Source: an optimization exercise on an open RTL-to-GDS flow (aim: small area and a short achievable clock period). Production flows keep margins and buffers that such runs may drop.
In this exercise RTL edits were held to simulation tests only and were not proved equivalent to the original.
Power figures rest on the tool's default switching activity, not on a simulated workload.

## flow/design.v

```verilog
module FSM
(
    input clk,
    input rst_n,
    input dat_vld,
    input wt_vld,
    input [10-1:0]height,
    input [10-4-1:0]Win_div_Tin,
    input [10-4-1:0]Wout_div_Tout,
    output loop_height_start, 
    output loop_height_done,
    output loop_Win_div_Tin_max,
    output loop_Win_div_Tin_done,
    output Wout_div_Tout_done
);
reg [10-1:0]h_cnt;
wire h_cnt_is_max_now=(h_cnt==height-1);
wire h_cnt_will_update_now=dat_vld;
always @(posedge clk or negedge rst_n)
if(~rst_n)
    h_cnt<='d0;
else
    if(h_cnt_will_update_now)
    begin
        if(h_cnt_is_max_now)
            h_cnt<='d0;
        else
            h_cnt<=h_cnt+'d1;
    end
reg [10-1:0]Win_cnt;
wire Win_cnt_is_max_now=(Win_cnt==Win_div_Tin-1);
wire Win_cnt_will_update_now=h_cnt_is_max_now&h_cnt_will_update_now;
always @(posedge clk or negedge rst_n)
if(~rst_n)
    Win_cnt<='d0;
else
    if(Win_cnt_will_update_now)
    begin
        if(Win_cnt_is_max_now)
            Win_cnt<='d0;
        else
            Win_cnt<=Win_cnt+'d1;
    end
reg [10-1:0]Wout_cnt;
wire Wout_cnt_is_max_now=(Wout_cnt==Wout_div_Tout-1);
wire Wout_cnt_will_update_now=Win_cnt_is_max_now&Win_cnt_will_update_now;
always @(posedge clk or negedge rst_n)
if(~rst_n)
    Wout_cnt<='d0;
else
    if(Wout_cnt_will_update_now)
    begin
        if(Wout_cnt_is_max_now)
            Wout_cnt<='d0;
        else
            Wout_cnt<=Wout_cnt+'d1;
    end
assign loop_height_start=(h_cnt==0)&dat_vld; 
assign loop_height_done=h_cnt_is_max_now&dat_vld; 
assign loop_Win_div_Tin_max=Win_cnt_is_max_now&dat_vld;
assign loop_Win_div_Tin_done=Win_cnt_is_max_now&Win_cnt_will_update_now;
assign Wout_div_Tout_done=Wout_cnt_is_max_now&Wout_cnt_will_update_now;
endmodule
module generate_vld_shift #
(
	parameter DATA_WIDTH=256,
	parameter DEPTH=16
)
(
    input clk,
    input rst_n,
    input [DATA_WIDTH-1:0]data_in,
    output [DATA_WIDTH-1:0]data_out
);
reg [DATA_WIDTH-1:0]dat_reg[DEPTH-1:0];
always@(posedge clk or negedge rst_n) 
if(~rst_n)
    dat_reg[0]<=0;
else
    dat_reg[0]<=data_in;
genvar i;
generate
    for(i=1;i<DEPTH;i=i+1) 
    begin:shift
        always@(posedge clk or negedge rst_n) 
        if(~rst_n)
            dat_reg[i]<=0;
        else
            dat_reg[i]<=dat_reg[i-1];
    end
endgenerate
assign data_out=dat_reg[DEPTH-1];
endmodule
module Tin_acc #
(
	parameter DATA_WIDTH=256
)
(
	input clk,
    input[(DATA_WIDTH*16)-1:0] i_dat,
    output [(DATA_WIDTH+4)-1:0]o_dat  
);
reg signed [DATA_WIDTH-1:0] tp_sum  [(16/8)-1:0][8-1:0];
genvar i,j;
generate
    for(i=0;i<16/8;i=i+1)
    begin:dat_of_8Tin
        for(j=0;j<8;j=j+1)
        begin:dat_in8    
            always@(*)
            begin
                tp_sum[i][j]<=i_dat[(i*DATA_WIDTH*8+j*DATA_WIDTH)+DATA_WIDTH-1:(i*DATA_WIDTH*8+j*DATA_WIDTH)];
            end
        end
    end
endgenerate
reg signed  [DATA_WIDTH+1-1 :0] sum_1 [(16/8)-1:0];
reg signed  [DATA_WIDTH+1-1 :0] sum_2 [(16/8)-1:0];
reg signed  [DATA_WIDTH+1-1 :0] sum_3 [(16/8)-1:0];
reg signed  [DATA_WIDTH+1-1 :0] sum_4 [(16/8)-1:0];
reg signed  [DATA_WIDTH+2-1 :0] sum_5 [(16/8)-1:0];
reg signed  [DATA_WIDTH+2-1 :0] sum_6 [(16/8)-1:0];
reg signed  [DATA_WIDTH+3-1 :0] sum_7 [(16/8)-1:0];
reg signed [DATA_WIDTH+4-2-1:0] dat_out0;
reg signed [DATA_WIDTH+4-2-1:0] dat_out1;
reg signed [DATA_WIDTH+4-2-1:0] dat_out2;
reg signed [DATA_WIDTH+4-2-1:0] dat_out3;
reg signed [DATA_WIDTH+4-1-1:0] dat_out4;
reg signed [DATA_WIDTH+4-1-1:0] dat_out5;
reg signed [DATA_WIDTH+4-1:0] dat_out;
 generate
     for(i=0;i<(16/8);i=i+1)
     begin:acc  
         always @(posedge clk)
         begin
                 sum_1[i] <= $signed(tp_sum[i][0] ) + $signed(tp_sum[i][1]);
                 sum_2[i] <= $signed(tp_sum[i][2] ) + $signed(tp_sum[i][3]);
                 sum_3[i] <= $signed(tp_sum[i][4] ) + $signed(tp_sum[i][5]);
                 sum_4[i] <= $signed(tp_sum[i][6] ) + $signed(tp_sum[i][7]);
                 sum_5[i] <= $signed(sum_1[i]) + $signed(sum_2[i]);
                 sum_6[i] <= $signed(sum_3[i]) + $signed(sum_4[i]);
                 sum_7[i] <= $signed(sum_5[i]) + $signed(sum_6[i]);
         end
     end
endgenerate  
always @(posedge clk)    dat_out <= $signed(sum_7[0]) + $signed(sum_7[1]);       
assign o_dat=dat_out;
endmodule
module Single_MAC_array
(
	input clk,
    input [(8*16)-1:0]dat_in,  
    input [(8*16)-1:0]wt,       
    output [((8*2)+4)-1:0] dat_out     
);
reg [8-1:0] tp_dat_in[16-1:0];
reg [8-1:0] tp_wt_in[16-1:0];
(* use_dsp="yes" *)reg [(8*2)*16-1:0] mul_dat;
genvar i;
generate
    for(i=0;i<16;i=i+1)
    begin:split
        always@(*)
        begin
            tp_dat_in[i]<=dat_in[i*(8)+:8];
            tp_wt_in [i]<=wt[i*(8)+:8];
        end
        always@(posedge clk)
       mul_dat[i*((8*2))+:(8*2)] <= $signed(tp_dat_in[i]) * $signed(tp_wt_in[i]);
    end
endgenerate
Tin_acc #
(
	.DATA_WIDTH((8*2))
)u_Tin_acc
(
	.clk(clk),
    .i_dat(mul_dat),
    .o_dat(dat_out)
);
endmodule
module VMM
(
	input clk,
    input [(8*16)-1:0]i_dat,
    input [(8*16*2)-1:0]i_wt,
    output reg[((8*2)+4)*2-1:0] o_dat
);
reg [(8*16)-1:0]wt_reg[2-1:0];
genvar i;
generate
    for(i=0;i<2;i=i+1)
    begin:wt_split
        always@(*)
            wt_reg[i]<=i_wt[i*(8*16)+:8*16];
    end
endgenerate
wire [((8*2)+4)-1:0]dat_out[2-1:0];
generate
    for(i=0;i<2;i=i+1)
    begin:col
        Single_MAC_array u_Single_MAC_array
        (
            .clk(clk),
            .wt(wt_reg[i]),
            .dat_in(i_dat),    
            .dat_out(dat_out[i])
        );
        always@(*)
            o_dat[i*((8*2)+4)+:((8*2)+4)]<=dat_out[i];
    end
endgenerate
endmodule
module Accumulation
(
	input clk,
	input rst_n,
    input [5-1:0]shift,
	input In_height_loop_end,
	input In_acc_loop_max,
	input In_acc_and_height_loop_end,
	input [2*((8*2)+4)-1:0]dat_i,
	input dat_vld_i, 
	output dat_out_vld,
	output reg [8*2-1:0]dat_out
);
reg [2*((8*2)+10)-1:0]acc_mem[16-1:0];
reg [4-1:0]ptr;
reg load_new_data;
reg [2*((8*2)+10)-1:0]adder_out;
wire [2*((8*2)+10)-1:0]adder_in_0=load_new_data?0:acc_mem[ptr];
wire [2*((8*2)+4)-1:0]adder_in_1=dat_i;
integer i;
always @(*)
begin
    for(i=0;i<2;i=i+1)
        adder_out[((8*2)+10)*i+:((8*2)+10)]=
        $signed(adder_in_0[((8*2)+10)*i+:((8*2)+10)])
        +$signed(adder_in_1[((8*2)+4)*i+:((8*2)+4)]);
end
always @(posedge clk or negedge rst_n)
if(~rst_n)
    load_new_data<=1'b1;
else
    if(In_acc_and_height_loop_end & dat_vld_i)
        load_new_data<=1'b1;
    else
        if(In_height_loop_end & dat_vld_i)
            load_new_data<=1'b0;
always @(posedge clk or negedge rst_n)
if(~rst_n)
    ptr<='d0;
else
    if(In_height_loop_end & dat_vld_i)
        ptr<='d0;
    else
        if(dat_vld_i)
            ptr<=ptr+'d1;
always @(posedge clk)
if(dat_vld_i)
    acc_mem[ptr]<=adder_out;
reg [2*((8*2)+10)-1:0]adder_out_d;
always @(posedge clk or negedge rst_n)
if(~rst_n)
	adder_out_d<=0;
else
	adder_out_d<=adder_out;
reg [(8*2)+10-1:0]tp[2-1:0];
reg [(8*2)+10-1:0]tp1[2-1:0];
reg [(8*2)+10-1:0]tp2[2-1:0];
reg [1:0]round_dat[2-1:0];
reg [8-1:0]tp_sat_8bit[2-1:0];
always @(*)
begin
	for(i=0;i<2;i=i+1)
	begin
		tp[i]=adder_out_d[((8*2)+10)*i+:((8*2)+10)];
        tp1[i]=$signed(tp[i])>>>shift[5-2:0];
        round_dat[i]=((shift!=0)&&(tp1[i]!={1'b0, {((8*2)+10-1){1'b1}} }))?
                      {1'b0,tp[i][shift-1]}:0;
	end
end 
always @(posedge clk)
begin
	for(i=0;i<2;i=i+1)
	begin
        tp2[i]<=$signed(tp1[i])+$signed(round_dat[i]);
	end
end 
always @(posedge clk)
begin
	for(i=0;i<2;i=i+1)
	begin
        if( (tp2[i][(8*2)+10-1]) & (!(&tp2[i][((8*2)+10-2):(8-1)])) )  
            tp_sat_8bit[i]<={1'b1,{(8-1){1'b0}}}; 
        else
        begin
            if( (!tp2[i][(8*2)+10-1]) & (|tp2[i][((8*2)+10-2):(8-1)]) )  
                tp_sat_8bit[i]<={1'b0,{(8-1){1'b1}}}; 
            else
                tp_sat_8bit[i]<=tp2[i][(8-1):0];    
        end
	end
end
always @(posedge clk)
begin
	for(i=0;i<2;i=i+1)
        dat_out[8*i+:8]<=$signed(tp_sat_8bit[i]);
end      
generate_vld_shift #
(
	.DATA_WIDTH(1),
	.DEPTH(4)
)out_vld
(
    .clk(clk),
    .rst_n(rst_n),
    .data_in(dat_vld_i&In_acc_loop_max),
    .data_out(dat_out_vld)
);
endmodule
module MVM_TOP
(
	input clk,
	input rst_n,
    input [5-1:0]shift,  
    input [10-1:0]height,
    input [10-4-1:0]Win_div_Tin,
    input [10-4-1:0]Wout_div_Tout,
	input dat_vld,
	input [(8*16)-1:0]i_dat,
	input wt_vld,
	input [(8*16*2)-1:0]i_wt,
	output dat_out_vld,
	output [8*2-1:0]dat_out
);
wire loop_height_start;
wire loop_height_done;
wire loop_Win_div_Tin_max;
wire loop_Win_div_Tin_done;
wire Wout_div_Tout_done;
wire vmm_out_vld;
wire [((8*2)+4)*2-1:0] vmm_out;
FSM u_FSM
(
    .clk(clk),
    .rst_n(rst_n),
    .dat_vld(dat_vld),
    .wt_vld(wt_vld),
    .height(height),
    .Win_div_Tin(Win_div_Tin),
    .Wout_div_Tout(Wout_div_Tout),
    .loop_height_start(loop_height_start),
    .loop_height_done(loop_height_done),
    .loop_Win_div_Tin_max(loop_Win_div_Tin_max),
    .loop_Win_div_Tin_done(loop_Win_div_Tin_done),
    .Wout_div_Tout_done(Wout_div_Tout_done)
);
VMM u_VMM
(
    .clk(clk),
    .i_dat(i_dat),
    .i_wt(i_wt),
    .o_dat(vmm_out)
);
wire In_height_loop_end,In_acc_loop_max,In_acc_and_height_loop_end;
generate_vld_shift #
(
	.DATA_WIDTH(4),
	.DEPTH(4+1)
)vld
(
    .clk(clk),
    .rst_n(rst_n),
    .data_in({dat_vld,loop_height_done,loop_Win_div_Tin_max,loop_Win_div_Tin_done}),
    .data_out({vmm_out_vld, In_height_loop_end,In_acc_loop_max,In_acc_and_height_loop_end})
);
Accumulation u_Accumulation
(
    .clk(clk),
    .rst_n(rst_n),
    .shift(shift),
    .In_height_loop_end(In_height_loop_end),
    .In_acc_loop_max(In_acc_loop_max),
    .In_acc_and_height_loop_end(In_acc_and_height_loop_end),
    .dat_vld_i(vmm_out_vld),
    .dat_i(vmm_out),
    .dat_out_vld(dat_out_vld),
    .dat_out(dat_out)
);
endmodule
```

## flow/run.sh

```bash
#!/bin/bash
# synth_recipe.tcl (not shown) runs the flow's synth.tcl, then flattens the netlist and writes it again
# the make line also repeats each setting of config.mk as NAME=value (left out here)
make -C /OpenROAD-flow-scripts/flow DESIGN_CONFIG=/design/flow/config.mk WORK_HOME=/design/flow/orfs CLKGATE_MAP_FILE= SYNTH_SCRIPT=/design/flow/synth_recipe.tcl finish
```

## flow/config.mk

```make
export PLATFORM = sky130hd
export DESIGN_NAME = MVM_TOP
export DESIGN_NICKNAME = MVM_TOP
export VERILOG_FILES = /design/flow/design.v
export SDC_FILE = /design/flow/constraint.sdc
export NUM_CORES = 4
export LEC_CHECK = 0
export CAP_MARGIN = 20
export CORE_MARGIN = 2
export CORE_UTILIZATION = 40
export PLACE_DENSITY = 0.6
export SLEW_MARGIN = 20
```

## flow/constraint.sdc

```tcl
create_clock -name core_clock -period 6.0 [get_ports {clk}]
set_input_delay 1.2000 -clock core_clock [delete_from_list [all_inputs] [get_ports {clk}]]
set_output_delay 1.2000 -clock core_clock [all_outputs]
set_load 0.01 [all_outputs]
```

### M4 wires

Scale: 1 px per micron.
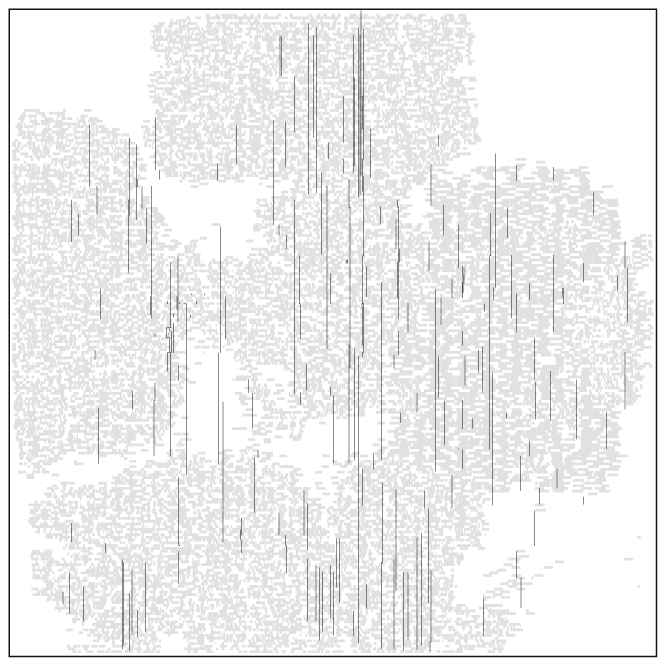
longest straight run: 288 microns
nets with wire on the layer: 111
share of all routed wire: 2.6%
main direction: vertical

### Met1 routing

Scale: 1 px per micron.
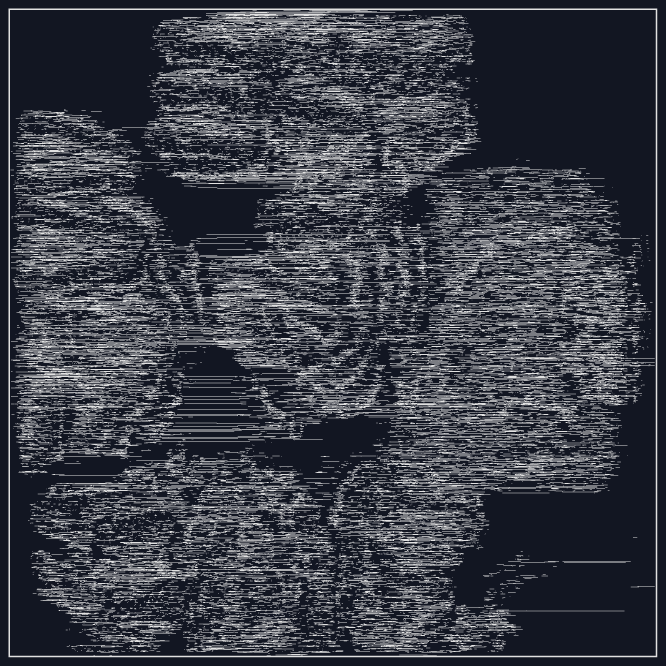
share of all routed wire: 44%
wire length on this layer: 177 mm
nets with wire on the layer: 19551

==> impl_results.md <==
- Final Hold Vio Count: 0
- Max reg flops: 832
- Hold bufs inserted after CTS: 0
- Initial antenna violation count: 27
- CP Capture Type: register
- Initial DRT Pass Iterations: 5
- Most common cell in the netlist: inv_1
- Leakage: 86.93 nW
- Die area: 417000 sq um
- Clock skew: 116.8 ps
- Iteration-0 DRC count of the detailed router: 5762
- Mapped cell area: 164700 sq um
- Syn Nets: 19236
- Setup violations, final: 0
- Root Driver: clkbuf_16
- Largest delay share family, worst path: adder cells
- Slew HR: 28.02%
- Synthesis warning total: 26
- Reg2Reg Depth: 16
- Outcome: timing/DRC/antenna clean
- Area fraction of the dominant cell type after synthesis: 21.78%
- Routed len/inst: 17.61 microns
- Commonest non-fill, non-tap cell in the layout: inv_1
- Placed cell count: 22254
- Unrepaired setup endpoints after global routing: false
- Reg-to-Reg Start: u_Accumulation.ptr[0]
- Leading area contributor after synthesis: fa_1
- Max Fclk: 183.7 MHz
- Commonest non-fill, non-tap cells in the layout: inv_1 (2928), fa_1 (1792), ha_1 (1493)
### Sequential cells grouped by signal name

Scale: 1 px per micron. Other sequential cells in the stronger grey, the rest of the logic in the fainter grey.
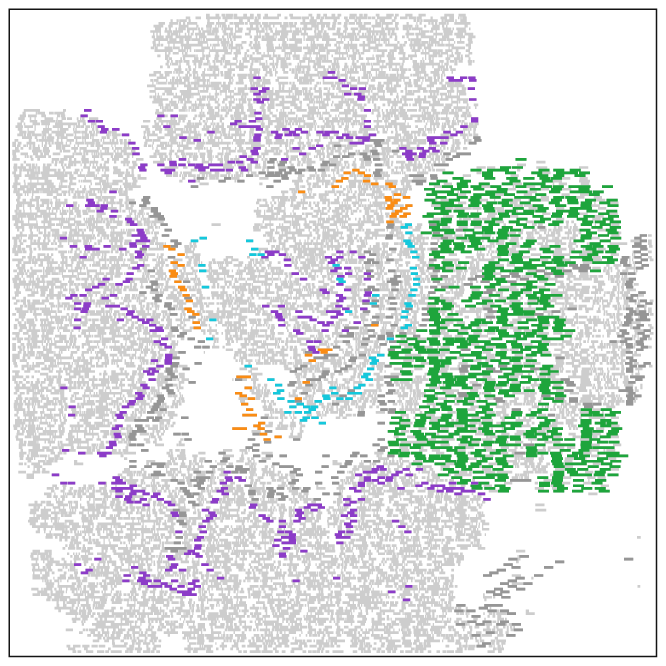
| colour | signal | flops |
|---|---|---|
| green | u_Accumulation.acc_mem | 832 |
| cyan | u_VMM.col.u_Single_MAC_array.u_Tin_acc.sum_7 | 76 |
| orange | u_VMM.col.u_Single_MAC_array.u_Tin_acc.sum_5 | 72 |
| purple | u_VMM.col.u_Single_MAC_array.mul_dat | 512 |
not coloured: 569

worst max-delay path by stage:
stage,endpoint,depth (start not counted)
after global routing,u_VMM.col[1].u_Single_MAC_array.mul_dat[78],22
final,u_VMM.col[1].u_Single_MAC_array.mul_dat[78],22
after CTS,u_Accumulation.acc_mem[4][49],17
after detailed placement,u_VMM.col[1].u_Single_MAC_array.mul_dat[126],21
after floorplan,u_Accumulation.acc_mem[0][24],16
after global placement,u_VMM.col[1].u_Single_MAC_array.mul_dat[126],21
stage by stage:
| step | hold slack (ps) | area [sq um] |
|---|---|---|
| final | 300.0 | 191800 |
| after global routing | 313.4 | 191700 |
| after detailed placement | 312.1 | 183700 |
| after CTS | 251.3 | 191600 |
| after floorplan | 309.6 | 164700 |
| after global placement | 310.3 | 183600 |
routing by layer:
metal  track usage (%)  wire length, microns
met1             25.91                177200
met2             33.74                195100
met3             2.128                 16910
met4             4.775                 10380
met5                 0                   130
layout make-up:
class | instances | area [sq um] | share of cell area [%]
antenna | 15 | 37.54 | 0.01957
clock buffer | 298 | 6392 | 3.333
clock inverter | 129 | 1579 | 0.8234
inverter | 2932 | 11010 | 5.739
multi-input combinational | 10281 | 102800 | 53.63
sequential | 2061 | 50110 | 26.13
tap | 5451 | 6820 | 3.557
timing repair buffer | 1529 | 12990 | 6.771
report_power, final:
group | switching, mW | leakage (nW) | internal, mW
clock network | 6.10 | 3.87 | 8.65
registers | 3.02 | 18.3 | 25.4
logic | 37.6 | 64.8 | 28.8
total | 46.7 | 86.9 | 62.9
cells by family (layout without fill, tap and decap cells):
kind of cell / count (synthesis) / count (layout) / synth area share, %
xor gates and xnor gates: 932 / 932 / 4.955
DFF: 2061 / 2061 / 30.41
and+or+nand+nor: 4058 / 4058 / 12.73
buffers and inverters: 3194 / 4888 / 7.339
other: 0 / 15 / 0
muxes: 420 / 420 / 5.002
AOI/OAI and AO/OA: 1586 / 1586 / 6.442
adders and majority gates: 3285 / 3285 / 33.12
worst reg2reg max path, cell delays in order, from the launching register on:
cell and delay [ps]:
dfrtp_4 530, buf_12 250, buf_4 440, mux4_2 580, mux4_2 560, nor2b_1 170, ha_1 370, a21o_1 130
nand2_1 60, nand3_1 100, nand3_1 210, a311o_1 390, a21boi_0 430, o21ai_0 210, nor2b_1 180, xnor2_1 120
buf_4 200

separate check: timing with driven ports:
No port has a modelled driver above. Below, the same layout with a new extraction and two added sets of constraints.
Step 1 (the two cells are an assumption about what drives the block):
set clk [get_ports {clk}]
set_driving_cell -lib_cell sky130_fd_sc_hd__clkbuf_16 $clk
set_driving_cell -lib_cell sky130_fd_sc_hd__buf_2 [delete_from_list [all_inputs] $clk]
Step 2 times the ports against the registers' clock, not the clock port: input delays grow and output delays shrink by t, the midpoint of the rising clock arrivals with the driver on.
Three values: ideal ports, drivers, drivers and shift; two values: the first two.
t (ns): 1.019
slack for setup (ns): 0.556 / 0.646 / -0.373
clock arrival spread, ns: 0.122 / 0.122
pins driven straight from the clock port: 1
Met with ideal ports but missed after step 2: setup timing in this run. The setup slack of this run moves by +0.090 ns with the drivers and by -0.929 ns with both steps.
